From an optimization exercise on the open Yosys and OpenROAD flow, aimed at small area; shortcuts taken in it are not production practice.
In this exercise RTL edits were held to simulation tests only and were not proved equivalent to the original.
The series may have gaps, and a smaller design here may also do less where the tests do not look.
No activity file was given, so power comes from the tool's default toggle rates.

## flow/run.sh

```bash
#!/bin/bash
# synth_recipe.tcl (not shown) runs the flow's synth.tcl, then flattens the netlist and writes it again
# the make line also repeats each setting of config.mk as NAME=value (left out here)
make -C /OpenROAD-flow-scripts/flow DESIGN_CONFIG=/design/flow/config.mk WORK_HOME=/design/flow/orfs CLKGATE_MAP_FILE= SYNTH_SCRIPT=/design/flow/synth_recipe.tcl finish
```

## flow/config.mk

```make
export PLATFORM = sky130hd
export DESIGN_NAME = eFPGA_Config
export DESIGN_NICKNAME = eFPGA_Config
export VERILOG_FILES = /design/flow/design.v
export SDC_FILE = /design/flow/constraint.sdc
export NUM_CORES = 4
export LEC_CHECK = 0
export CAP_MARGIN = 20
export CORE_MARGIN = 2
export CORE_UTILIZATION = 40
export SLEW_MARGIN = 20
```

## flow/constraint.sdc

```tcl
create_clock -name core_clock -period 10.0 [get_ports {CLK}]
set_input_delay 2.0000 -clock core_clock [delete_from_list [all_inputs] [get_ports {CLK}]]
set_output_delay 2.0000 -clock core_clock [all_outputs]
set_load 0.01 [all_outputs]
```

## flow/design.v

```verilog
module config_UART #(
	parameter Mode = 0,  
	parameter ComRate = 217  
) (
	input CLK,
	input resetn,  
	input Rx,
	output reg [31:0] WriteData,
	output ComActive,
	output reg WriteStrobe,
	output [7:0] Command,
	output reg ReceiveLED
);
	localparam TimeToSendValue = 16777-1;  
	localparam TestFileChecksum = 20'h4FB00;
	function [4:0] ASCII2HEX;
	input [7:0] ASCII;
	begin
	case (ASCII)
		8'h30: ASCII2HEX = 5'b00000; 
		8'h31: ASCII2HEX = 5'b00001;
		8'h32: ASCII2HEX = 5'b00010;
		8'h33: ASCII2HEX = 5'b00011;
		8'h34: ASCII2HEX = 5'b00100;
		8'h35: ASCII2HEX = 5'b00101;
		8'h36: ASCII2HEX = 5'b00110;
		8'h37: ASCII2HEX = 5'b00111;
		8'h38: ASCII2HEX = 5'b01000;
		8'h39: ASCII2HEX = 5'b01001;
		8'h41: ASCII2HEX = 5'b01010;   
		8'h61: ASCII2HEX = 5'b01010;   
		8'h42: ASCII2HEX = 5'b01011;   
		8'h62: ASCII2HEX = 5'b01011;   
		8'h43: ASCII2HEX = 5'b01100;   
		8'h63: ASCII2HEX = 5'b01100;   
		8'h44: ASCII2HEX = 5'b01101;   
		8'h64: ASCII2HEX = 5'b01101;   
		8'h45: ASCII2HEX = 5'b01110;   
		8'h65: ASCII2HEX = 5'b01110;   
		8'h46: ASCII2HEX = 5'b01111;   
		8'h66: ASCII2HEX = 5'b01111;   
		default: ASCII2HEX = 5'b10000;    
	endcase
	end
	endfunction
	localparam HighNibble = 1, LowNibble = 0;
	reg ReceiveState;
	reg [3:0] HighReg;
	wire [4:0] HexValue;  
	reg [7:0] HexData;  
	reg HexWriteStrobe;  
	reg [11:0] ComCount;
	reg ComTick;
	localparam WaitForStartBit=0, DelayAfterStartBit=1, GetBit0=2, GetBit1=3, GetBit2=4, GetBit3=5, GetBit4=6, GetBit5=7, GetBit6=8, GetBit7=9, GetStopBit=10;
	reg [3:0] ComState;
	reg [7:0] ReceivedWord;
	reg RxLocal;
	reg [23:0] ID_Reg;
	reg [31:0] Start_Reg;
	reg [15:0] Size_Reg;
	reg [15:0] CRC_Reg;
	reg [7:0] Command_Reg;
	reg [7:0] Data_Reg;
	wire [7:0] ReceivedByte;
	reg TimeToSend;
	reg [14:0] TimeToSendCounter;
	localparam Idle=0, GetID_00=1, GetID_AA=2, GetID_FF=3, GetCommand=4, EvalCommand=5, GetData=6;
	reg [2:0] PresentState;
	localparam Word0=0, Word1=1, Word2=2, Word3=3;
	reg [1:0] GetWordState;
	reg LocalWriteStrobe;
	reg ByteWriteStrobe;
	reg [19:0] CRCReg,b_counter;
	reg [22:0] blink;
	always @ (posedge CLK or negedge resetn)
	begin : P_sync
		if (!resetn) begin
			RxLocal <= 1'b1;
		end else begin
			RxLocal <= Rx;
		end
	end 
	always @ (posedge CLK or negedge resetn)
	begin : P_com_en
		if (!resetn) begin
			ComCount <= 0;
			ComTick <= 1'b0;
		end else if (ComState == WaitForStartBit) begin
			ComCount <= ComRate/2; 
			ComTick <= 1'b0;
		end else if (ComCount==0) begin
			ComCount <= ComRate;
			ComTick <= 1'b1;
		end else begin
			ComCount <= ComCount - 1;
			ComTick <= 1'b0;
		end
	end
	always @ (posedge CLK or negedge resetn)
	begin : P_COM
	  if (!resetn) begin
		ComState <= WaitForStartBit;
		ReceivedWord <= 0;
		ID_Reg <= 0;
		Command_Reg <= 0;
		Data_Reg <= 0;
	  end else begin
		case(ComState)
		WaitForStartBit: begin
			if (RxLocal==1'b0) begin
				ComState <= DelayAfterStartBit;
				ReceivedWord <= 0;
			end
		end
		DelayAfterStartBit: begin
			if (ComTick==1'b1) begin
				ComState <= GetBit0;
			end
		end
		GetBit0: begin
			if (ComTick==1'b1) begin
				ComState <= GetBit1;
				ReceivedWord[0] <= RxLocal;
			end
		end
		GetBit1: begin
			if (ComTick==1'b1) begin
				ComState <= GetBit2;
				ReceivedWord[1] <= RxLocal;
			end
		end
		GetBit2: begin
			if (ComTick==1'b1) begin
				ComState <= GetBit3;
				ReceivedWord[2] <= RxLocal;
			end
		end
		GetBit3: begin
			if (ComTick==1'b1) begin
				ComState <= GetBit4;
				ReceivedWord[3] <= RxLocal;
			end
		end
		GetBit4: begin
			if (ComTick==1'b1) begin
				ComState <= GetBit5;
				ReceivedWord[4] <= RxLocal;
			end
		end
		GetBit5: begin
			if (ComTick==1'b1) begin
				ComState <= GetBit6;
				ReceivedWord[5] <= RxLocal;
			end
		end
		GetBit6: begin
			if (ComTick==1'b1) begin
				ComState <= GetBit7;
				ReceivedWord[6] <= RxLocal;
			end
		end
		GetBit7: begin
			if (ComTick==1'b1) begin
				ComState <= GetStopBit;
				ReceivedWord[7] <= RxLocal;
			end
		end
		GetStopBit: begin
			if (ComTick==1'b1) begin
				ComState <= WaitForStartBit;
			end
		end
		endcase
		if (ComState==GetStopBit && ComTick==1'b1) begin
			case (PresentState)
				GetID_00: ID_Reg[23:16] <= ReceivedWord;
				GetID_AA: ID_Reg[15:8] <= ReceivedWord;
				GetID_FF: ID_Reg[7:0] <= ReceivedWord;
				GetCommand: Command_Reg <= ReceivedWord;
				GetData: Data_Reg <= ReceivedWord;
			endcase
		end
	  end
	end 
	always @(posedge CLK or negedge resetn)
	begin : P_FSM
	  if (!resetn) begin
		PresentState <= Idle;
	  end else begin
		case(PresentState)
		Idle: begin
			if (ComState==WaitForStartBit && RxLocal==1'b0) begin 
				PresentState <= GetID_00;
			end
		end
		GetID_00: begin
			if (TimeToSend==1'b1) begin 
				PresentState<=Idle;
			end else if (ComState==GetStopBit && ComTick==1'b1) begin
				PresentState <= GetID_AA;
			end
		end
		GetID_AA: begin
			if (TimeToSend==1'b1) begin
				PresentState<=Idle;
			end else if (ComState==GetStopBit && ComTick==1'b1) begin
				PresentState <= GetID_FF;
			end
		end
		GetID_FF: begin
			if (TimeToSend==1'b1) begin
				PresentState<=Idle;
			end else if (ComState==GetStopBit && ComTick==1'b1) begin 
				PresentState <= GetCommand;
			end
		end
		GetCommand: begin
			if (TimeToSend==1'b1) begin
				PresentState<=Idle;
			end else if (ComState==GetStopBit && ComTick==1'b1) begin 
				PresentState <= EvalCommand;
			end
		end
		EvalCommand: begin
			if (ID_Reg==24'h00AAFF && (Command_Reg[6:0]=={3'b000,4'h1} || Command_Reg[6:0]=={3'b000,4'h2})) begin
				PresentState <= GetData;
			end else begin
				PresentState <= Idle;
			end
		end
		GetData: begin
			if (TimeToSend==1'b1) begin 
				PresentState<=Idle; 
			end
		end
		endcase
	  end
	end 
	assign Command = Command_Reg;
	if (Mode==0 || Mode==1) begin : L_hexmode 
		assign HexValue = ASCII2HEX(ReceivedWord);
		always @ (posedge CLK or negedge resetn)
		begin
		  if (!resetn) begin
			ReceiveState <= HighNibble;
			HighReg <= 0;
			HexData <= 0;
			HexWriteStrobe <= 1'b0;
		  end else begin
			if (PresentState!=GetData) begin
				ReceiveState <= HighNibble;
			end else if (ComState==GetStopBit && ComTick==1'b1 && HexValue[4]==1'b0) begin
				if(ReceiveState==HighNibble) begin
					ReceiveState <= LowNibble;
				end else begin
					ReceiveState <= HighNibble;
				end
			end
			if (ComState==GetStopBit && ComTick==1'b1 && HexValue[4]==1'b0) begin
				if(ReceiveState==HighNibble) begin
					HighReg <= HexValue[3:0];
					HexWriteStrobe <= 1'b0;
				end else begin 
					HexData <= {HighReg,HexValue[3:0]};
					HexWriteStrobe <= 1'b1;
				end
			end else begin
				HexWriteStrobe <= 1'b0;
			end
		  end
		end 
	end
	always @(posedge CLK or negedge resetn)
	begin : P_checksum
	  if (!resetn) begin
		CRCReg <= TestFileChecksum;
		b_counter <= TestFileChecksum;
		ReceiveLED <= 1'b0;
		blink <= 23'b00000000000000000000000;
	  end else begin
		if (PresentState==GetCommand) begin  
			CRCReg <= 0;
			b_counter <= 0;
		end else if (Mode==1 || (Mode==0 && Command_Reg[7]==1'b1)) begin  
			if (ComState==GetStopBit && ComTick==1'b1 && HexValue[4]==1'b0 && PresentState==GetData && ReceiveState==LowNibble) begin
				CRCReg <= CRCReg + {HighReg,HexValue[3:0]};
				b_counter <= b_counter+1;
			end
		end else begin 
			if (ComState==GetStopBit && ComTick==1'b1 && (PresentState==GetData)) begin
				CRCReg <= CRCReg + ReceivedWord;
				b_counter <= b_counter +1;
			end
		end 
		if (PresentState==GetData) begin
			ReceiveLED <= 1'b1;  
		end else if ((PresentState==Idle) && (CRCReg!=TestFileChecksum)) begin
			ReceiveLED <= blink[22];
		end else begin
			ReceiveLED <= 1'b0;  
		end
		blink <= blink-1;
	  end
	end  
	always @(posedge CLK or negedge resetn)
	begin : P_bus
	  if (!resetn) begin
		LocalWriteStrobe <= 1'b0;
		ByteWriteStrobe <= 1'b0;
	  end else begin
		if (PresentState==EvalCommand) begin
			LocalWriteStrobe <= 1'b0;
		end else if (PresentState==GetData && ComState==GetStopBit && ComTick==1'b1) begin
			LocalWriteStrobe <= 1'b1;
		end else begin
			LocalWriteStrobe <= 1'b0;
		end
		if (Mode==2 || (Mode==0 && Command_Reg[7]==1'b0)) begin  
			ByteWriteStrobe <= LocalWriteStrobe;  
		end else begin
			ByteWriteStrobe <= HexWriteStrobe;
		end
	  end
	end 
	always @(posedge CLK or negedge resetn)
	begin : P_WordMode
	  if (!resetn) begin
		GetWordState <= Word0;
		WriteData <= 0;
		WriteStrobe <= 1'b0;
	  end else begin
		if (PresentState==EvalCommand) begin
			GetWordState <= Word0;
			WriteData <= 0;
		end else begin
			case(GetWordState)
			Word0: begin
				if (ByteWriteStrobe==1'b1) begin
					WriteData[31:24] <= ReceivedByte;
					GetWordState <= Word1;
				end
			end
			Word1: begin
				if (ByteWriteStrobe==1'b1) begin
					WriteData[23:16] <= ReceivedByte;
					GetWordState <= Word2;
				end
			end
			Word2: begin
				if (ByteWriteStrobe==1'b1) begin
					WriteData[15:8] <= ReceivedByte;
					GetWordState <= Word3;
				end
			end
			Word3: begin
				if (ByteWriteStrobe==1'b1) begin
					WriteData[7:0] <= ReceivedByte;
					GetWordState <= Word0;
				end
			end
			endcase
		end
		if (ByteWriteStrobe==1'b1 && GetWordState==Word3) begin
			WriteStrobe <= 1'b1;
		end else begin
			WriteStrobe <= 1'b0;
		end
	  end
	end 
	assign ReceivedByte = (Mode==2 || (Mode==0 && Command_Reg[7]==1'b0)) ? Data_Reg : HexData;  
	assign ComActive = (PresentState==GetData) ? 1'b1 : 1'b0;
	always @(posedge CLK or negedge resetn)
	begin : P_TimeOut
	  if (!resetn) begin
		TimeToSendCounter <= TimeToSendValue;
		TimeToSend <= 1'b0;
	  end else begin
		if (PresentState==Idle || ComState==GetStopBit) begin
			TimeToSendCounter <= TimeToSendValue;
			TimeToSend <= 1'b0;
		end else if (TimeToSendCounter>0) begin
			TimeToSendCounter <= TimeToSendCounter - 1;
			TimeToSend <= 1'b0;
		end else begin
			TimeToSendCounter <= TimeToSendCounter;
			TimeToSend <= 1'b1;  
		end
	  end
	end 
endmodule
module bitbang (s_clk, s_data, strobe, data, active, clk, resetn);
	localparam on_pattern = 16'hFAB1; 
	localparam off_pattern = 16'hFAB0; 
	input s_clk;
	input s_data;
	output reg strobe;
	output reg [31:0] data;
	output reg active;
	input clk; 
	input resetn;  
	reg [3:0] s_data_sample;
	reg [3:0] s_clk_sample;
	reg [31:0] serial_data;
	reg [15:0] serial_control;
	reg local_strobe;
	reg old_local_strobe;
	always @ (posedge clk or negedge resetn)
	begin : p_input_sync
	  if (!resetn) begin
		s_data_sample <= 4'b0;
		s_clk_sample  <= 4'b0;
	  end else begin
		s_data_sample <= {s_data_sample[3-1:0],s_data};
		s_clk_sample  <= {s_clk_sample[3-1:0],s_clk};
	  end
	end
	always @ (posedge clk or negedge resetn)
	begin : p_in_shift
	  if (!resetn) begin
		serial_data <= 32'b0;
		serial_control <= 16'b0;
	  end else begin
		if ((s_clk_sample[3] == 1'b0) && (s_clk_sample[3-1] == 1'b1)) begin
			serial_data <= {serial_data[31-1:0],s_data_sample[3]};
		end
		if ((s_clk_sample[3] == 1'b1) && (s_clk_sample[3-1] == 1'b0)) begin
			serial_control <= {serial_control[15-1:0],s_data_sample[3]};  
		end
	  end
	end
	always @ (posedge clk or negedge resetn)
	begin : p_parallel_load
	  if (!resetn) begin
		local_strobe <= 1'b0;
		data <= 32'b0;
		old_local_strobe <= 1'b0;
		strobe <= 1'b0;
	  end else begin
		local_strobe <= 1'b0;  
		if (serial_control == on_pattern) begin 
			data <= serial_data;
			local_strobe <= 1'b1;
		end  
		old_local_strobe <= local_strobe;
		strobe <= local_strobe & ~old_local_strobe;  
	  end
	end
	always @ (posedge clk or negedge resetn)
	begin : active_FSM
	  if (!resetn) begin
		active <= 1'b0;
	  end else begin
		if (serial_control == on_pattern) begin 
			active <= 1'b1;
		end
		if (serial_control == off_pattern) begin 
			active <= 1'b0;
		end
	  end
	end
endmodule
module ConfigFSM (CLK, resetn, WriteData, WriteStrobe, Reset, FrameAddressRegister, LongFrameStrobe, RowSelect);
	parameter NumberOfRows = 12;
	parameter RowSelectWidth = 5;
	parameter FrameBitsPerRow = 32;
	parameter desync_flag = 20;
	input CLK; 
	input resetn;  
	input [31:0] WriteData;
	input WriteStrobe;
	input Reset;
	output reg [FrameBitsPerRow-1:0] FrameAddressRegister;
	output reg LongFrameStrobe;
	output reg [RowSelectWidth-1:0] RowSelect;
	reg FrameStrobe;
	reg [4:0] FrameShiftState;
	reg [1:0] state;
	reg old_reset;
	always @ (posedge CLK or negedge resetn) begin : P_FSM
	  if (!resetn) begin
		old_reset <= 1'b0;
		FrameStrobe <= 1'b0;
		state <= 0;
		FrameShiftState <= 0;
		FrameAddressRegister <= 0;
	  end else begin
		old_reset <= Reset;
		FrameStrobe <= 1'b0;
		if ((old_reset == 1'b0) && (Reset == 1'b1)) begin  
			state <= 0;
			FrameShiftState <= 0;
		end else begin
			case(state)
				0: begin  
					if(WriteStrobe == 1'b1) begin  
						if (WriteData == 32'hFAB0_FAB1) begin  
							state <= 1;  
						end
					end
				end
				1: begin  
					if(WriteStrobe == 1'b1) begin 
						if(WriteData[desync_flag] == 1'b1) begin  
							state <= 0;  
						end else begin
							FrameAddressRegister <= WriteData;
							FrameShiftState <= NumberOfRows  ;
							state <= 2;  
						end
					end
				end
				2: begin
					if(WriteStrobe == 1'b1) begin 
						FrameShiftState <= FrameShiftState -1 ;
						if(FrameShiftState == 1) begin  
							FrameStrobe <= 1'b1;  
							state <= 1;  
						end
					end
				end
			endcase
		end
	  end
	end
	always @ (*) begin
		if(WriteStrobe) begin  
			RowSelect = FrameShiftState;  
		end else begin
			RowSelect = {RowSelectWidth{1'b1}};  
		end
	end
	reg oldFrameStrobe;
	always @ (posedge CLK or negedge resetn) begin : P_StrobeREG
	  if (!resetn) begin
		oldFrameStrobe <= 1'b0;
		LongFrameStrobe <= 1'b0;
	  end else begin
		oldFrameStrobe <= FrameStrobe;
		LongFrameStrobe <= (FrameStrobe || oldFrameStrobe);
	  end
	end 
endmodule
module eFPGA_Config (CLK, resetn, Rx, ComActive, ReceiveLED, s_clk, s_data, SelfWriteData, SelfWriteStrobe, ConfigWriteData, ConfigWriteStrobe, FrameAddressRegister, LongFrameStrobe, RowSelect);
	parameter NumberOfRows = 14;
	parameter RowSelectWidth = 5;
	parameter FrameBitsPerRow = 32;
	parameter desync_flag = 20;
	input CLK;
	input resetn;  
	input Rx;
	output ComActive;
	output ReceiveLED;
	input s_clk;
	input s_data;
	input [32-1:0] SelfWriteData;  
	input SelfWriteStrobe;  
	output [32-1:0] ConfigWriteData;
	output ConfigWriteStrobe;
	output [FrameBitsPerRow-1:0] FrameAddressRegister;
	output LongFrameStrobe;
	output [RowSelectWidth-1:0] RowSelect;
	wire [7:0] Command;
	wire [31:0] UART_WriteData;
	wire UART_WriteStrobe;
	wire [31:0] UART_WriteData_Mux;
	wire UART_WriteStrobe_Mux;
	wire UART_ComActive;
	wire UART_LED;
	wire [31:0] BitBangWriteData;
	wire BitBangWriteStrobe;
	wire [31:0] BitBangWriteData_Mux;
	wire BitBangWriteStrobe_Mux;
	wire BitBangActive;
	wire Reset;
	config_UART INST_config_UART (
	.CLK(CLK),
	.resetn(resetn),
	.Rx(Rx),
	.WriteData(UART_WriteData),
	.ComActive(UART_ComActive),
	.WriteStrobe(UART_WriteStrobe),
	.Command(Command),
	.ReceiveLED(UART_LED)
	);
	bitbang Inst_bitbang (
	.s_clk(s_clk),
	.s_data(s_data),
	.strobe(BitBangWriteStrobe),
	.data(BitBangWriteData),
	.active(BitBangActive),
	.clk(CLK),
	.resetn(resetn)
	);
	assign BitBangWriteData_Mux = BitBangActive ? BitBangWriteData : SelfWriteData;
	assign BitBangWriteStrobe_Mux = BitBangActive ? BitBangWriteStrobe : SelfWriteStrobe;	
	assign UART_WriteData_Mux = UART_ComActive ? UART_WriteData : BitBangWriteData_Mux;
	assign UART_WriteStrobe_Mux = UART_ComActive ? UART_WriteStrobe : BitBangWriteStrobe_Mux;	
	assign ConfigWriteData = UART_WriteData_Mux;
	assign ConfigWriteStrobe = UART_WriteStrobe_Mux;
	assign Reset = UART_ComActive || BitBangActive;
	assign ComActive = UART_ComActive;
	assign ReceiveLED = UART_LED^BitBangWriteStrobe;   
	ConfigFSM #(
	.NumberOfRows(NumberOfRows),
	.RowSelectWidth(RowSelectWidth),
	.FrameBitsPerRow(FrameBitsPerRow),
	.desync_flag(desync_flag)
	) ConfigFSM_inst (
	.CLK(CLK),
	.resetn(resetn),
	.WriteData(UART_WriteData_Mux),
	.WriteStrobe(UART_WriteStrobe_Mux),
	.Reset(Reset),
	.FrameAddressRegister(FrameAddressRegister),
	.LongFrameStrobe(LongFrameStrobe),
	.RowSelect(RowSelect)
	);
endmodule
```

run_1/final_congestion.png
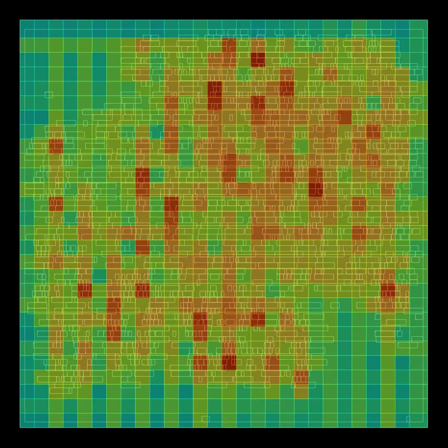
met3 GRT Util: 2.97%
overall routing resource usage: 18.1%

run_1/drive_strength.png
(3 px per um)
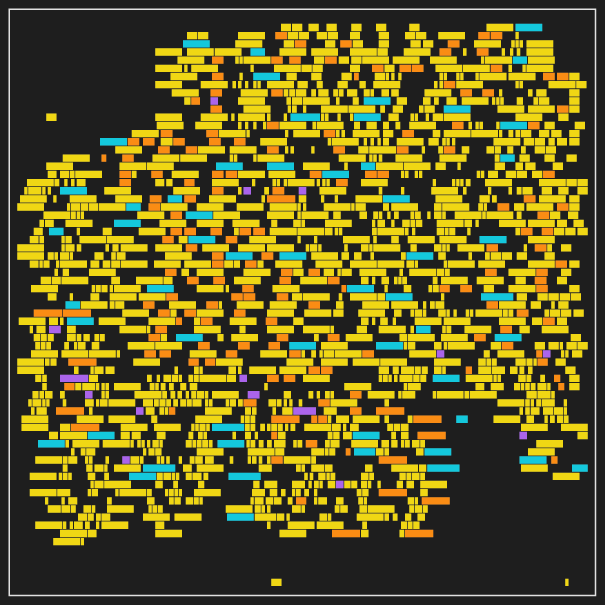
[yellow] drive 1 or less | cells: 1223 | share: 83%
[orange] drive 2 | cells: 172 | share: 12%
[cyan] drive 6 and up | cells: 55 | share: 3.8%
[purple] drive 3 to 4 | cells: 15 | share: 1.0%
Setup WS post-layout: 4.03 ns
layout overhead on the synthesized area: 19.0%
bufs w/o clock: 121
post-route standard cell area excluding fillers: 17300 sq um

run_1/met2.png
(4 px per um) Cells faint in the background.
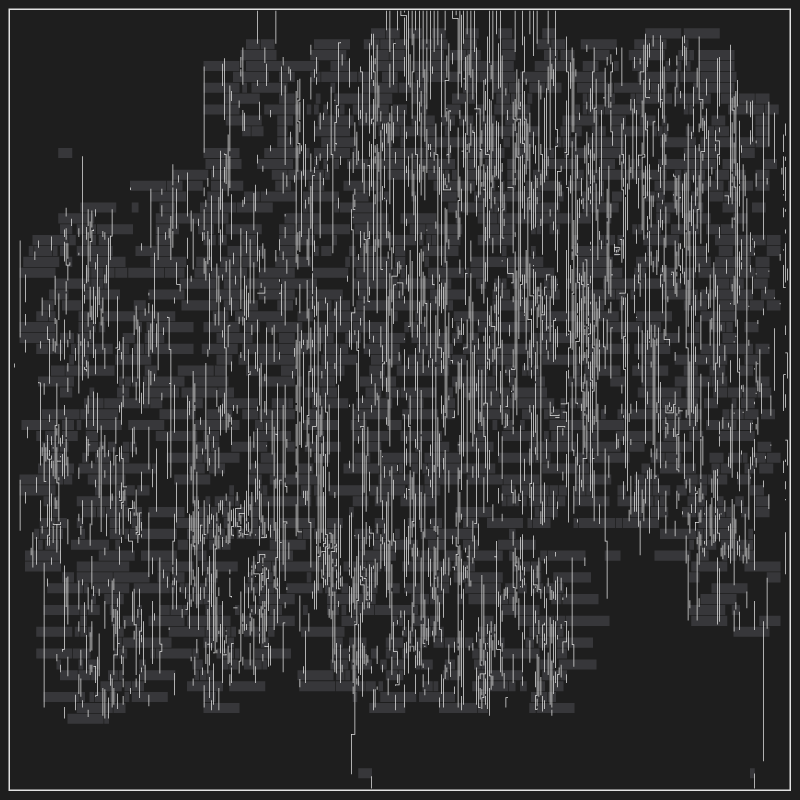
main direction: vertical
share of all routed wire: 46%
wire length on this layer: 15700 um

run_1/registers.png
(3 px per um)
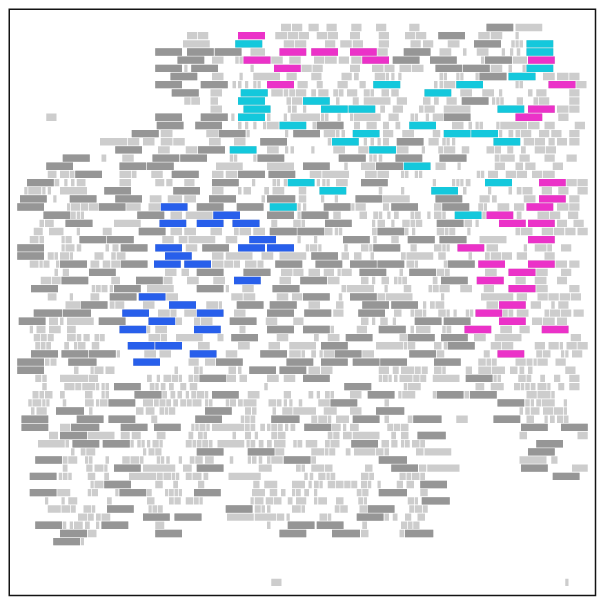
[magenta] ConfigFSM_inst.FrameAddressRegister | flops: 31
[blue] INST_config_UART.ID_Reg | flops: 24
[cyan] Inst_bitbang.data | flops: 32
Layout Utilization: 48.5%
footprint of the flip-flops and latches: 7880 sq um
fraction of area in registers: 45.4%
sequential-cell power consumption: 0.00159 W

-- run 1: worst max-delay path: stages --
cell and delay, ns:
sky130_fd_sc_hd__clkdlybuf4s50_1 0.40, sky130_fd_sc_hd__mux2_2 0.27, sky130_fd_sc_hd__mux2i_1 0.53, sky130_fd_sc_hd__inv_1 0.15, sky130_fd_sc_hd__nand2_1 0.10, sky130_fd_sc_hd__clkdlybuf4s50_1 0.53
-- run 1: power groups by stage --
stage	Combinational [W]	Clock [W]	Sequential, W
after global routing	0.00117	0.00148	0.00162
final	0.00107	0.00139	0.00159
after CTS	0.00108	0.00143	0.00159
after global placement	0.00106	0	0.00160
after detailed placement	0.00107	0	0.00161
after floorplan	0.000575	0	0.00159
-- run 1: through the flow --
stage	util (%)	cell area, sq um
after global placement	44.9	16000
final	48.5	17300
after CTS	48.4	17300
after detailed placement	44.9	16000
after global routing	48.5	17300
after floorplan	-	14600
-- run 1: routing by layer --
layer / global-route usage, % / part of all wire, %
met5: 0 / 0
met3: 2.97 / 4.7
met4: 4.27 / 1.6
met2: 29.1 / 46
met1: 25.7 / 47
==> summary.log, run 1 <==
qor: synth.synth_top_area_share 51.5%
qor: synth.mappedNetlistNets 1413
qor: finish.reg.largest.list INST_config_UART.WriteData: 32 flops, Inst_bitbang.data: 32 flops, Inst_bitbang.serial_data: 32 flops
qor: synth.synth.largest_area_cell sky130_fd_sc_hd__dfrtp_1
qor: worst_setup_path.crit-reg2reg-launch INST_config_UART.ReceivedWord[6]$_DFFE_PN0P_
qor: worst_setup_path.crit_path_end RowSelect[0]
qor: clock_tree.clk_pin_slew_worst_paths 0.05 ns
qor: clock_tree.postCtsResizedCells 0
qor: route.drt_first_pass_iters 5
qor: floorplanning.die_area 38000 sq um
qor: floorplanning.well_tap_count 461
qor: placement.dpl.hpwl 23000 um
qor: synth.ys_types 68
qor: synth.synth.most_common_cell sky130_fd_sc_hd__dfrtp_1
qor: synth.ys_ff_latch 314
qor: synth.synthesis.area 14600 sq um
qor: sta.tightest_slew 1.03 ns
qor: worst_setup_path.timing.rr.end INST_config_UART.CRCReg[14]$_DFFE_PN1P_
qor: clock_tree.clk_latency 0.51 ns
qor: power.power.share.sequential 39.3%
qor: sta.achievable-frequency 167 MHz
qor: route.vias 10300
qor: route.detail_route.wirelength 33900 um
qor: sta.setup-tns-final 0 ns
qor: job.maxCapViolCount 0
qor: floorplanning.die-height 195 um
qor: synth.post_synthesis_compound_gate_area_fraction 9.05%
qor: route.vias_per_cell 5.34
qor: synth.synth_top_family_by_area simple AND/OR/NAND/NOR gates
qor: placement.placed_cells 1861
qor: worst_setup_path.critPathRequiredTime 8.00 ns
qor: worst_setup_path.worstRegToRegCells 14
qor: sta.setup_viol 0
qor: clock_tree.maximum_clock_path_buffer_count 3
qor: placement.dp_worst_setup_slack 4.01 ns
qor: sta.clock_skew 0.0221 ns
qor: finish.nFlopsAndLatches 314
qor: synth.synth-warning-count 3
qor: sta.final_min_period 5.97 ns
qor: grt.global_route.overflow_total 0
qor: sta.maxSlewHeadroom 31.1%
qor: grt.grt_pass1_vias 10200
qor: finish.comb.multi_input.count 938
qor: finish.layout_common_cells sky130_fd_sc_hd__dfrtp_1 (299), sky130_fd_sc_hd__nand2_1 (157), sky130_fd_sc_hd__nor2_1 (137)
qor: power.power.switching_fraction 29.5%
qor: finish.largestClassByArea sequential cells
qor: grt.number_of_antenna_violations_at_the_first_check_in_global_routing 0
qor: finish.clock_cell_area_share 7.27%
qor: sta.finalMaxSlewViolations 0
qor: sta.timing_hold_violations_final 0
qor: floorplanning.placement_rows 69
qor: route.drcViolationCount 0
qor: synth.syn-instance-count 1353
qor: power.fin_total_pwr 0.00404 W
qor: worst_setup_path.timing.critical_path.fanout_max 9
qor: synth.synth-seq-area-share 54.0%
qor: finish.nets_final 1499
qor: floorplanning.dieWidth 195 um
qor: route.routedWlPerCell 17.6 um
qor: grt.grt_max_degree 141
qor: synth.synthXorXnorAreaFrac 2.64%
qor: hold_path.hold-path-cell-count 0
qor: hold_path.hold-path-endpoint Inst_bitbang.s_data_sample[1]$_DFF_PN0_
qor: power.power.share.clock 34.3%
qor: clock_tree.htreeDepth 2
qor: run_status.run_status finished clean
qor: synth.synthesized_area_fraction_occupied_by_adder_cells 1.94%
qor: hold_path.worst_min_path_class register to register
qor: clock_tree.post-cts-setup-buffers 0
qor: synth.synth-async-reset-ratio 100%
qor: finish.leading_cell_type_in_the_layout_fill_and_taps_excluded sky130_fd_sc_hd__dfrtp_1
qor: power.irDropWorstVdd 129 uV
qor: synth.synth_enable_flop_cells 0
qor: synth.yosys-top-cells-area sky130_fd_sc_hd__dfrtp_1 (52%), sky130_fd_sc_hd__mux2_2 (10%), sky130_fd_sc_hd__nand2_1 (4.0%)
## Run 2: files that changed since run 1, shown whole
==> flow/design.v <==
module config_UART #(
	parameter ComRate = 217  
) (
	input CLK,
	input resetn,  
	input Rx,
	output reg [31:0] WriteData,
	output ComActive,
	output reg WriteStrobe,
	output reg ReceiveLED
);
	localparam TimeToSendValue = 16777-1;
	localparam TestFileChecksum = 20'h4FB00;
	localparam WaitForStartBit=0, DelayAfterStartBit=1, GetBit0=2, GetBit1=3, GetBit2=4, GetBit3=5, GetBit4=6, GetBit5=7, GetBit6=8, GetBit7=9, GetStopBit=10;
	localparam Idle=0, GetID_00=1, GetID_AA=2, GetID_FF=3, GetCommand=4, EvalCommand=5, GetData=6;
	reg RxLocal;
	reg [7:0] ComCount;
	reg [3:0] ComState;
	reg [7:0] ReceivedWord;
	reg [2:0] PresentState;
	reg HeaderOK;
	reg HexMode;
	reg ReceiveState;  
	reg [3:0] HighReg;
	reg ByteStrobe1, ByteWriteStrobe;
	reg [1:0] GetWordState;
	reg [19:0] CRCReg;
	reg [22:0] blink;
	reg [14:0] TimeToSendCounter;
	wire ComTick = (ComCount == ComRate);
	wire StopTick = (ComState == GetStopBit) & ComTick;
	wire TimeToSend = (TimeToSendCounter == 15'd0);
	reg [4:0] HexValue;
	always @ (*) begin
		case (ReceivedWord)
			8'h30: HexValue = 5'h00; 8'h31: HexValue = 5'h01; 8'h32: HexValue = 5'h02; 8'h33: HexValue = 5'h03;
			8'h34: HexValue = 5'h04; 8'h35: HexValue = 5'h05; 8'h36: HexValue = 5'h06; 8'h37: HexValue = 5'h07;
			8'h38: HexValue = 5'h08; 8'h39: HexValue = 5'h09;
			8'h41, 8'h61: HexValue = 5'h0A; 8'h42, 8'h62: HexValue = 5'h0B; 8'h43, 8'h63: HexValue = 5'h0C;
			8'h44, 8'h64: HexValue = 5'h0D; 8'h45, 8'h65: HexValue = 5'h0E; 8'h46, 8'h66: HexValue = 5'h0F;
			default: HexValue = 5'h10;
		endcase
	end
	wire HexValid = ~HexValue[4];
	wire [7:0] ReceivedByte = HexMode ? {HighReg, HexValue[3:0]} : ReceivedWord;
	wire ByteDone = StopTick & (HexMode ? (HexValid & ~ReceiveState) : (PresentState == GetData));
	always @ (posedge CLK or negedge resetn)
		if (!resetn) RxLocal <= 1'b1;
		else RxLocal <= Rx;
	always @ (posedge CLK)
		if (ComState == WaitForStartBit) ComCount <= ComRate/2;
		else if (ComCount == 0) ComCount <= ComRate;
		else ComCount <= ComCount - 1;
	always @ (posedge CLK or negedge resetn)
		if (!resetn) ComState <= WaitForStartBit;
		else if (ComState == WaitForStartBit) begin
			if (!RxLocal) ComState <= DelayAfterStartBit;
		end else if (ComTick) begin
			if (ComState == GetStopBit) ComState <= WaitForStartBit;
			else ComState <= ComState + 1;
		end
	always @ (posedge CLK)
		if (ComTick && ComState >= GetBit0 && ComState <= GetBit7)
			ReceivedWord <= {RxLocal, ReceivedWord[7:1]};
	always @ (posedge CLK)
		if (StopTick) begin
			case (PresentState)
				GetID_00: HeaderOK <= (ReceivedWord == 8'h00);
				GetID_AA: HeaderOK <= HeaderOK & (ReceivedWord == 8'hAA);
				GetID_FF: HeaderOK <= HeaderOK & (ReceivedWord == 8'hFF);
				GetCommand: HexMode <= ReceivedWord[7];
				default: ;
			endcase
		end
	always @ (posedge CLK or negedge resetn) begin
	  if (!resetn) begin
		PresentState <= Idle;
	  end else begin
		case (PresentState)
		Idle:
			if (ComState == WaitForStartBit && !RxLocal) PresentState <= GetID_00;
		GetID_00, GetID_AA, GetID_FF, GetCommand:
			if (TimeToSend) PresentState <= Idle;
			else if (StopTick) PresentState <= PresentState + 1;
		EvalCommand:
			if (HeaderOK && (ReceivedWord[6:0] == 7'h01 || ReceivedWord[6:0] == 7'h02)) PresentState <= GetData;
			else PresentState <= Idle;
		GetData:
			if (TimeToSend) PresentState <= Idle;
		default: PresentState <= 3'bxxx;
		endcase
	  end
	end
	assign ComActive = (PresentState == GetData);
	always @ (posedge CLK) begin
		if (PresentState != GetData) ReceiveState <= 1'b1;
		else if (StopTick && HexValid) ReceiveState <= ~ReceiveState;
		if (StopTick && HexValid && ReceiveState) HighReg <= HexValue[3:0];
	end
	always @ (posedge CLK) begin
		ByteStrobe1 <= ByteDone;
		ByteWriteStrobe <= ByteStrobe1;
	end
	always @ (posedge CLK or negedge resetn) begin
	  if (!resetn) begin
		CRCReg <= TestFileChecksum;
		ReceiveLED <= 1'b0;
		blink <= 23'b0;
	  end else begin
		if (PresentState == GetCommand) CRCReg <= 0;
		else if (ByteDone) CRCReg <= CRCReg + ReceivedByte;
		if (PresentState == GetData) ReceiveLED <= 1'b1;
		else if (PresentState == Idle && CRCReg != TestFileChecksum) ReceiveLED <= blink[22];
		else ReceiveLED <= 1'b0;
		blink <= blink - 1;
	  end
	end
	always @ (posedge CLK) begin
		if (PresentState == EvalCommand) begin
			GetWordState <= 2'd0;
			WriteData <= 32'd0;
		end else if (ByteWriteStrobe) begin
			case (GetWordState)
				2'd0: WriteData[31:24] <= ReceivedByte;
				2'd1: WriteData[23:16] <= ReceivedByte;
				2'd2: WriteData[15:8] <= ReceivedByte;
				2'd3: WriteData[7:0] <= ReceivedByte;
			endcase
			GetWordState <= GetWordState + 2'd1;
		end
		WriteStrobe <= ByteWriteStrobe & (GetWordState == 2'd3);
	end
	always @ (posedge CLK)
		if (PresentState == Idle || ComState == GetStopBit) TimeToSendCounter <= TimeToSendValue + 1;
		else if (!TimeToSend) TimeToSendCounter <= TimeToSendCounter - 1;
endmodule
module bitbang (s_clk, s_data, strobe, data, active, clk, resetn);
	input s_clk;
	input s_data;
	output reg strobe;
	output reg [31:0] data;
	output reg active;
	input clk;
	input resetn;  
	reg s_data_0;
	reg [3:1] s_data_sample;
	reg [3:0] s_clk_sample;
	reg [31:0] serial_data;
	reg [4:0] ctrl;
	reg local_strobe;
	reg old_local_strobe;
	wire rise = ~s_clk_sample[3] & s_clk_sample[2];
	wire fall = s_clk_sample[3] & ~s_clk_sample[2];
	wire bit_in = s_data_sample[3];
	wire m1 = (ctrl == 5'd16);
	wire m0 = (ctrl == 5'd17);
	always @ (posedge clk or negedge resetn)
		if (!resetn) s_data_0 <= 1'b0;
		else s_data_0 <= s_data;
	always @ (posedge clk)
		s_data_sample <= {s_data_sample[2:1], s_data_0};
	always @ (posedge clk or negedge resetn)
		if (!resetn) s_clk_sample <= 4'b0;
		else s_clk_sample <= {s_clk_sample[2:0], s_clk};
	always @ (posedge clk or negedge resetn)
		if (!resetn) serial_data <= 32'b0;
		else if (rise) serial_data <= {serial_data[30:0], bit_in};
	reg [4:0] ctrl_next;
	always @ (*) begin
		case (ctrl)
			5'd0:  ctrl_next = bit_in ? 5'd1  : 5'd0;
			5'd1:  ctrl_next = bit_in ? 5'd2  : 5'd0;
			5'd2:  ctrl_next = bit_in ? 5'd3  : 5'd0;
			5'd3:  ctrl_next = bit_in ? 5'd4  : 5'd0;
			5'd4:  ctrl_next = bit_in ? 5'd5  : 5'd0;
			5'd5:  ctrl_next = bit_in ? 5'd5  : 5'd6;
			5'd6:  ctrl_next = bit_in ? 5'd7  : 5'd0;
			5'd7:  ctrl_next = bit_in ? 5'd2  : 5'd8;
			5'd8:  ctrl_next = bit_in ? 5'd9  : 5'd0;
			5'd9:  ctrl_next = bit_in ? 5'd2  : 5'd10;
			5'd10: ctrl_next = bit_in ? 5'd11 : 5'd0;
			5'd11: ctrl_next = bit_in ? 5'd12 : 5'd0;
			5'd12: ctrl_next = bit_in ? 5'd3  : 5'd13;
			5'd13: ctrl_next = bit_in ? 5'd1  : 5'd14;
			5'd14: ctrl_next = bit_in ? 5'd1  : 5'd15;
			5'd15: ctrl_next = bit_in ? 5'd16 : 5'd17;
			5'd16: ctrl_next = bit_in ? 5'd2  : 5'd0;
			5'd17: ctrl_next = bit_in ? 5'd1  : 5'd0;
			default: ctrl_next = 5'bxxxxx;
		endcase
	end
	always @ (posedge clk or negedge resetn)
		if (!resetn) ctrl <= 5'd0;
		else if (fall) ctrl <= ctrl_next;
	always @ (posedge clk)
		if (m1) data <= serial_data;
	always @ (posedge clk) begin
		local_strobe <= m1;
		old_local_strobe <= local_strobe;
	end
	always @ (posedge clk or negedge resetn)
		if (!resetn) strobe <= 1'b0;
		else strobe <= local_strobe & ~old_local_strobe;
	always @ (posedge clk or negedge resetn)
		if (!resetn) active <= 1'b0;
		else if (m1) active <= 1'b1;
		else if (m0) active <= 1'b0;
endmodule
module ConfigFSM (CLK, resetn, WriteData, WriteStrobe, Reset, FrameAddressRegister, LongFrameStrobe, RowSelect);
	parameter NumberOfRows = 14;
	parameter RowSelectWidth = 5;
	parameter FrameBitsPerRow = 32;
	parameter desync_flag = 20;
	input CLK;
	input resetn;  
	input [31:0] WriteData;
	input WriteStrobe;
	input Reset;
	output reg [FrameBitsPerRow-1:0] FrameAddressRegister;
	output LongFrameStrobe;
	output [RowSelectWidth-1:0] RowSelect;
	reg [3:0] FrameShiftState;
	reg synced;
	reg old_reset;
	reg [1:0] strobe_cnt;
	wire rise = Reset & ~old_reset;
	wire busy = (FrameShiftState != 4'd0);
	wire last = ~rise & WriteStrobe & (FrameShiftState == 4'd1);
	always @ (posedge CLK)
		old_reset <= Reset;
	always @ (posedge CLK or negedge resetn) begin
	  if (!resetn) begin
		synced <= 1'b0;
		FrameShiftState <= 4'd0;
		FrameAddressRegister <= 0;
	  end else if (rise) begin
		synced <= 1'b0;
		FrameShiftState <= 4'd0;
	  end else if (WriteStrobe) begin
		if (busy) begin
			FrameShiftState <= FrameShiftState - 4'd1;
		end else if (synced) begin
			if (WriteData[desync_flag]) begin
				synced <= 1'b0;
			end else begin
				FrameAddressRegister <= WriteData;
				FrameShiftState <= NumberOfRows;
			end
		end else if (WriteData == 32'hFAB0_FAB1) begin
			synced <= 1'b1;
		end
	  end
	end
	assign RowSelect = WriteStrobe ? {1'b0, FrameShiftState} : {RowSelectWidth{1'b1}};
	always @ (posedge CLK or negedge resetn)
		if (!resetn) strobe_cnt <= 2'b00;
		else strobe_cnt <= {strobe_cnt[0], ~strobe_cnt[1] & (strobe_cnt[0] | last)};
	assign LongFrameStrobe = strobe_cnt[1];
endmodule
module eFPGA_Config (CLK, resetn, Rx, ComActive, ReceiveLED, s_clk, s_data, SelfWriteData, SelfWriteStrobe, ConfigWriteData, ConfigWriteStrobe, FrameAddressRegister, LongFrameStrobe, RowSelect);
	parameter NumberOfRows = 14;
	parameter RowSelectWidth = 5;
	parameter FrameBitsPerRow = 32;
	parameter desync_flag = 20;
	input CLK;
	input resetn;  
	input Rx;
	output ComActive;
	output ReceiveLED;
	input s_clk;
	input s_data;
	input [32-1:0] SelfWriteData;
	input SelfWriteStrobe;
	output [32-1:0] ConfigWriteData;
	output ConfigWriteStrobe;
	output [FrameBitsPerRow-1:0] FrameAddressRegister;
	output LongFrameStrobe;
	output [RowSelectWidth-1:0] RowSelect;
	wire [31:0] UART_WriteData;
	wire UART_WriteStrobe;
	wire UART_ComActive;
	wire UART_LED;
	wire [31:0] BitBangWriteData;
	wire BitBangWriteStrobe;
	wire BitBangActive;
	config_UART INST_config_UART (
	.CLK(CLK),
	.resetn(resetn),
	.Rx(Rx),
	.WriteData(UART_WriteData),
	.ComActive(UART_ComActive),
	.WriteStrobe(UART_WriteStrobe),
	.ReceiveLED(UART_LED)
	);
	bitbang Inst_bitbang (
	.s_clk(s_clk),
	.s_data(s_data),
	.strobe(BitBangWriteStrobe),
	.data(BitBangWriteData),
	.active(BitBangActive),
	.clk(CLK),
	.resetn(resetn)
	);
	assign ConfigWriteData = UART_ComActive ? UART_WriteData : BitBangActive ? BitBangWriteData : SelfWriteData;
	assign ConfigWriteStrobe = UART_ComActive ? UART_WriteStrobe : BitBangActive ? BitBangWriteStrobe : SelfWriteStrobe;
	assign ComActive = UART_ComActive;
	assign ReceiveLED = UART_LED ^ BitBangWriteStrobe;
	ConfigFSM #(
	.NumberOfRows(NumberOfRows),
	.RowSelectWidth(RowSelectWidth),
	.FrameBitsPerRow(FrameBitsPerRow),
	.desync_flag(desync_flag)
	) ConfigFSM_inst (
	.CLK(CLK),
	.resetn(resetn),
	.WriteData(ConfigWriteData),
	.WriteStrobe(ConfigWriteStrobe),
	.Reset(UART_ComActive | BitBangActive),
	.FrameAddressRegister(FrameAddressRegister),
	.LongFrameStrobe(LongFrameStrobe),
	.RowSelect(RowSelect)
	);
endmodule
run_2/met2.png
(4 px per um) Cells faint in the background.
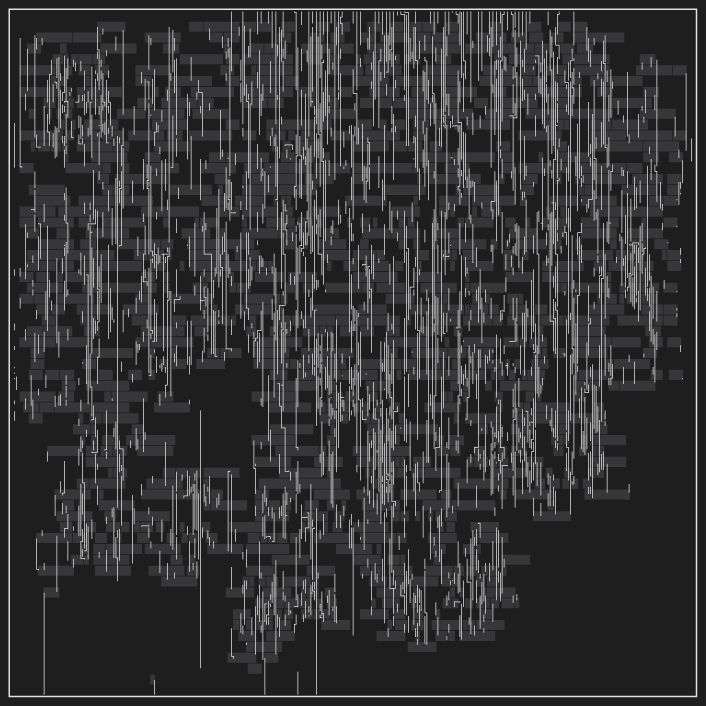
main direction: vertical
share of all routed wire: 46%
longest straight run: 92.8 um
nets with wire on the layer: 998

run_2/registers.png
(3 px per um)
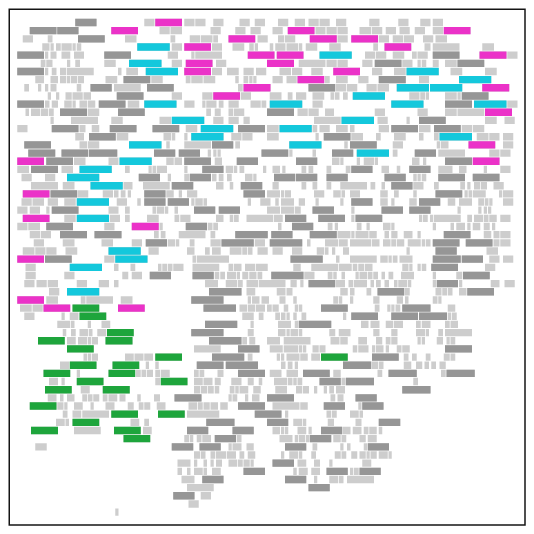
[green] INST_config_UART.blink | flops: 23
[magenta] ConfigFSM_inst.FrameAddressRegister | flops: 31
[cyan] Inst_bitbang.data | flops: 32
Layout Utilization: 48.8%
fraction of area in registers: 45.0%

==> summary.log, run 2 <==
qor: grt.number_of_antenna_violations_at_the_first_check_in_global_routing 0 [unchanged]
qor: clock_tree.clk_pin_slew_worst_paths 0.06 ns [about the same]
qor: synth.synth-warning-count 3 [unchanged]
qor: grt.global_route.overflow_total 0 [unchanged]
qor: synth.synthXorXnorAreaFrac 3.59% [+0.95 points]
qor: synth.synth.top_cells.by_count sky130_fd_sc_hd__dfrtp_1 (125), sky130_fd_sc_hd__nand2_1 (78), sky130_fd_sc_hd__nor2_1 (78), sky130_fd_sc_hd__dfxtp_1 (67), sky130_fd_sc_hd__mux2_2 (67)
qor: synth.synth.area.mux_share 11.1%
qor: hold_path.hold-path-cell-count 0 [unchanged]
qor: hold_path.worst_min_path_class register to register
qor: finish.layout_common_cells sky130_fd_sc_hd__dfrtp_1 (124), sky130_fd_sc_hd__clkdlybuf4s50_1 (108), sky130_fd_sc_hd__nand2_1 (78)
qor: sta.clock_skew 0.0167 ns [-0.00543 ns]
qor: run_status.run_status finished clean
qor: synth.post_synthesis_compound_gate_area_fraction 10.3% [+1.2 points]
qor: worst_setup_path.timing.critical_path.fanout_max 7 [-2]
qor: hold_path.hold_path.startpoint Inst_bitbang.s_data_sample[1]$_DFF_P_
qor: power.fin_total_pwr 0.00272 W [-33%]
qor: finish.layout-drive-gt1-share 12.0%
qor: synth.yosys-top-cells-area sky130_fd_sc_hd__dfrtp_1 (28%), sky130_fd_sc_hd__edfxtp_1 (12%), sky130_fd_sc_hd__dfxtp_1 (12%)
qor: worst_setup_path.cpMaxStageDelayCell sky130_fd_sc_hd__clkdlybuf4s50_1
qor: route.route.antenna.remaining_nets 0
qor: worst_setup_path.max_stage_delay 0.53 ns [about the same]
qor: route.drt_first_pass_iters 5 [unchanged]
qor: sta.maxSlewHeadroom 30.2% [-0.94 points]
qor: sta.finalMaxSlewViolations 0 [unchanged]
qor: clock_tree.maximum_clock_path_buffer_count 3 [unchanged]
qor: clock_tree.clkSinkCount 247
qor: synth.ys_ff_latch 247 [-21%]
qor: synth.synth_simple_gate_area_share 14.7%
qor: synth.synth_top_area_share 27.9% [-24 points]
qor: sta.final_min_period 5.85 ns [-0.124 ns]
qor: worst_setup_path.critPathMostFrequentCell sky130_fd_sc_hd__clkdlybuf4s50_1
qor: power.leakage_power 5.34 nW
qor: synth.synth-async-reset-ratio 54.3% [-46 points]
qor: finish.nets_final 1194 [-20%]
qor: floorplanning.dieWidth 171 um [-12%]
qor: clock_tree.cts_root_buffer sky130_fd_sc_hd__clkbuf_16
qor: placement.dp_worst_setup_slack 4.16 ns [+0.149 ns]
qor: floorplanning.placement_rows 61 [-12%]
qor: synth.ys_types 68 [unchanged]
qor: synth.postSynthAreaPerCell 10.8 sq um
qor: floorplanning.die_area 29400 sq um [-23%]
qor: synth.synth_top_family_by_area simple AND/OR/NAND/NOR gates
qor: floorplanning.initial_utilization 40.5%
qor: sta.tightest_slew 1.04 ns [+0.0116 ns]
qor: power.irDropWorstVdd 139 uV [+8.0%]
qor: synth.synth-seq-area-share 54.3% [+0.24 points]
qor: worst_setup_path.critPathKind input port to output port
qor: finish.antenna-diode-count 0
qor: grt.grt_util_all_layers 17.5% [-0.58 points]
qor: clock_tree.number_of_hold_buffers_added_after_cts 0
qor: worst_setup_path.worst_reg_to_reg_setup_slack 6.30 ns
qor: grt.global_route_wire_length_before_repair 41100 um
qor: clock_tree.cts_tree done
qor: route.routedWlPerCell 16.7 um [-5.2%]
qor: power.cellPowerDensity 201 nW/um^2
qor: worst_setup_path.worstPathArrival 3.85 ns
qor: sta.rsz0062_at_grt no
qor: grt.grt_max_degree 73 [-48%]
qor: sta.fin_crit_sh 58.5%
qor: finish.finish.instance_area 13500 sq um [-22%]
qor: placement.placed_cells 1479 [-21%]
qor: sta.final.hold.worst_slack 0.326 ns
qor: clock_tree.clk_latency 0.54 ns [+0.03 ns]
qor: finish.layout-area-overhead-vs-synth 20.6%
qor: sta.achievable-frequency 171 MHz [+2.1%]
qor: synth.syn-instance-count 1041 [-23%]
qor: hold_path.hold-path-endpoint Inst_bitbang.s_data_sample[2]$_DFF_P_
qor: placement.globalplace.congestion 0.805
qor: route.vias 7875 [-23%]
qor: worst_setup_path.crit_path_end_kind output port
qor: route.vias_per_cell 5.14 [-3.8%]
qor: synth.synthesis.area 11200 sq um [-23%]
qor: floorplanning.die-height 171 um [-12%]
qor: job.maxCapViolCount 0 [unchanged]
qor: floorplanning.top_level_ports 111
qor: route.dr.first_iter.drc_count 389
qor: clock_tree.postCtsResizedCells 0 [unchanged]
qor: synth.synth.largest_area_cell sky130_fd_sc_hd__dfrtp_1
qor: placement.buffer_ports.inserted 109
qor: grt.grt_pass1_vias 7643 [-25%]
qor: worst_setup_path.crit-reg2reg-launch INST_config_UART.ReceivedWord[7]$_DFFE_PP_
qor: route.drcViolationCount 0 [unchanged]
qor: worst_setup_path.setup.worst_path.start_class input port
qor: synth.synth_enable_flop_cells 46 [+46]
qor: worst_setup_path.critical_path.startpoint SelfWriteStrobe
qor: placement.dpl.hpwl 17300 um [-25%]
qor: synth.synthesized_area_fraction_occupied_by_adder_cells 2.74% [+0.80 points]
qor: sta.setup_viol 0 [unchanged]
qor: finish.reg.largest.list INST_config_UART.WriteData: 32 flops, Inst_bitbang.data: 32 flops, Inst_bitbang.serial_data: 32 flops
qor: sta.setup-tns-final 0 ns [unchanged]
qor: clock_tree.cts_buffers 29
qor: clock_tree.htreeDepth 1 [-1]
qor: worst_setup_path.critPathRequiredTime 8.00 ns [about the same]
qor: worst_setup_path.crit_path_end RowSelect[0]
qor: worst_setup_path.worstRegToRegCells 12 [-2]
qor: clock_tree.post-cts-setup-buffers 0 [unchanged]
qor: synth.synth.most_common_cell sky130_fd_sc_hd__dfrtp_1
qor: route.detail_route.wirelength 25500 um [-25%]
qor: worst_setup_path.timing.rr.end INST_config_UART.CRCReg[14]$_DFFE_PN1P_
qor: sta.timing_hold_violations_final 0 [unchanged]
qor: sta.postLayoutSetupSlackWorst 4.15 ns [+0.124 ns]
qor: worst_setup_path.crit_chain clkdlybuf4s50_1, mux2_2, mux2i_1, inv_1, nand2_1, clkdlybuf4s50_1
qor: floorplanning.core_area 27700 sq um
qor: synth.mappedNetlistNets 1103 [-22%]
qor: placement.detailed_place.area 12600 sq um [-21%]
qor: synth.synth-main-ff-cell sky130_fd_sc_hd__dfrtp_1
run_2/gate_families.png
(4 px per um)
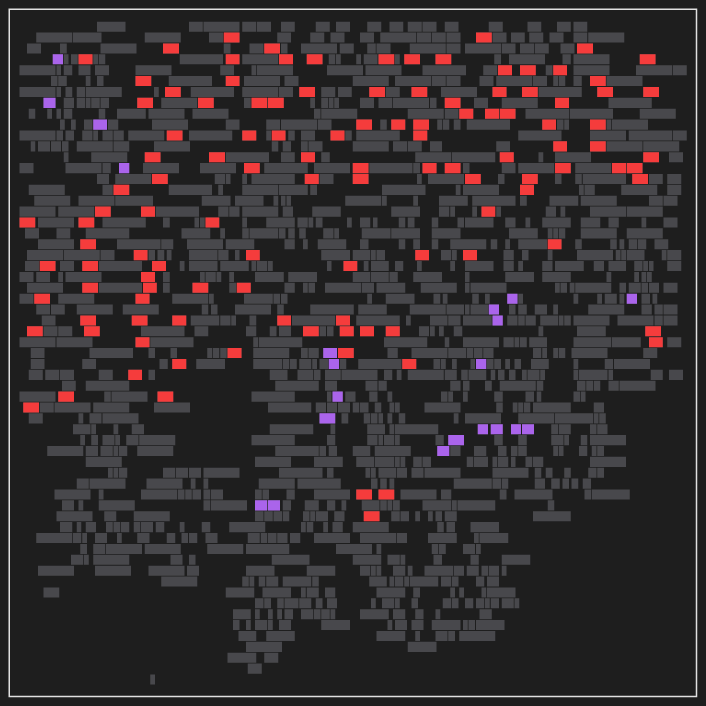
[red] multiplexers | cells: 116
[purple] AND-OR and OR-AND gates | cells: 21
non-filler cells, final: 1532
leading cell type in the layout, fill and taps excluded: sky130_fd_sc_hd__dfrtp_1
fraction of area in multi-input gates: 35.2%

==> run 2: logic make-up after synthesis <==
| kind of cell | Yosys count |
|---|---|
| mux | 116 |
| simple gates | 326 |
| fa+ha+maj | 24 |
| buf+inv | 95 |
| other cells | 1 |
| compound gates | 186 |
| xor+xnor | 46 |
| flops | 247 |
==> run 2: worst max-delay path: cells and delay by family <==
| kind | cells | cell delay [ns] |
|---|---|---|
| buf+inv | 3 | 1.12 |
| mux | 2 | 0.62 |
| simple gates | 1 | 0.11 |
==> run 2: final cells by class <==
type | instances | area (sq um)
Tap cell | 378 | 473
Clock buffer | 39 | 783
Inverter | 36 | 135
Timing Repair Buffer | 119 | 1170
Clock inverter | 14 | 115
Multi-Input combinational cell | 699 | 4770
Fill cell | 2518 | 14200
Sequential cell | 247 | 6090
==> run 2: power by group <==
group,leakage (nW),internal (W),switching [W]
logic,2.21,0.000217,0.000243
registers,2.69,0.00117,0.0000981
clock network,0.441,0.000596,0.000402
total,5.34,0.00198,0.000743
==> run 2: routing by layer <==
metal | track usage (%) | part of all wire [%]
met2 | 27.2 | 46
met3 | 2.69 | 4.4
met5 | 0 | 0
met4 | 4.46 | 2.2
met1 | 25.6 | 48

-- separate check: timing with driven ports --
No port has a modelled driver above. Below, the same layouts with a new extraction and two added sets of constraints. Step 1 sets driving cells, clkbuf_16 on the clock port and buf_2 on the other inputs (assumed; they add their load-dependent delay and slew). Step 2 times the ports against the registers' clock, not the clock port: input delays grow and output delays shrink by t, the midpoint of the rising clock arrivals with the driver on. a / b / c = no drivers / after step 1 / after step 2; a / b = the first two.
run | shift t [ns] | setup slack, ns | clock arrival spread, ns | pins driven straight from the clock port
run 1 | 0.549 | 4.026 / 3.998 / 3.998 | 0.023 / 0.024 | 1
run 2 | 0.581 | 4.150 / 4.124 / 4.124 | 0.020 / 0.020 | 1
After both steps setup and hold are still met in every run listed. The setup slack of run 1, which loses most, moves by -0.028 ns with the drivers and by -0.028 ns with both steps.
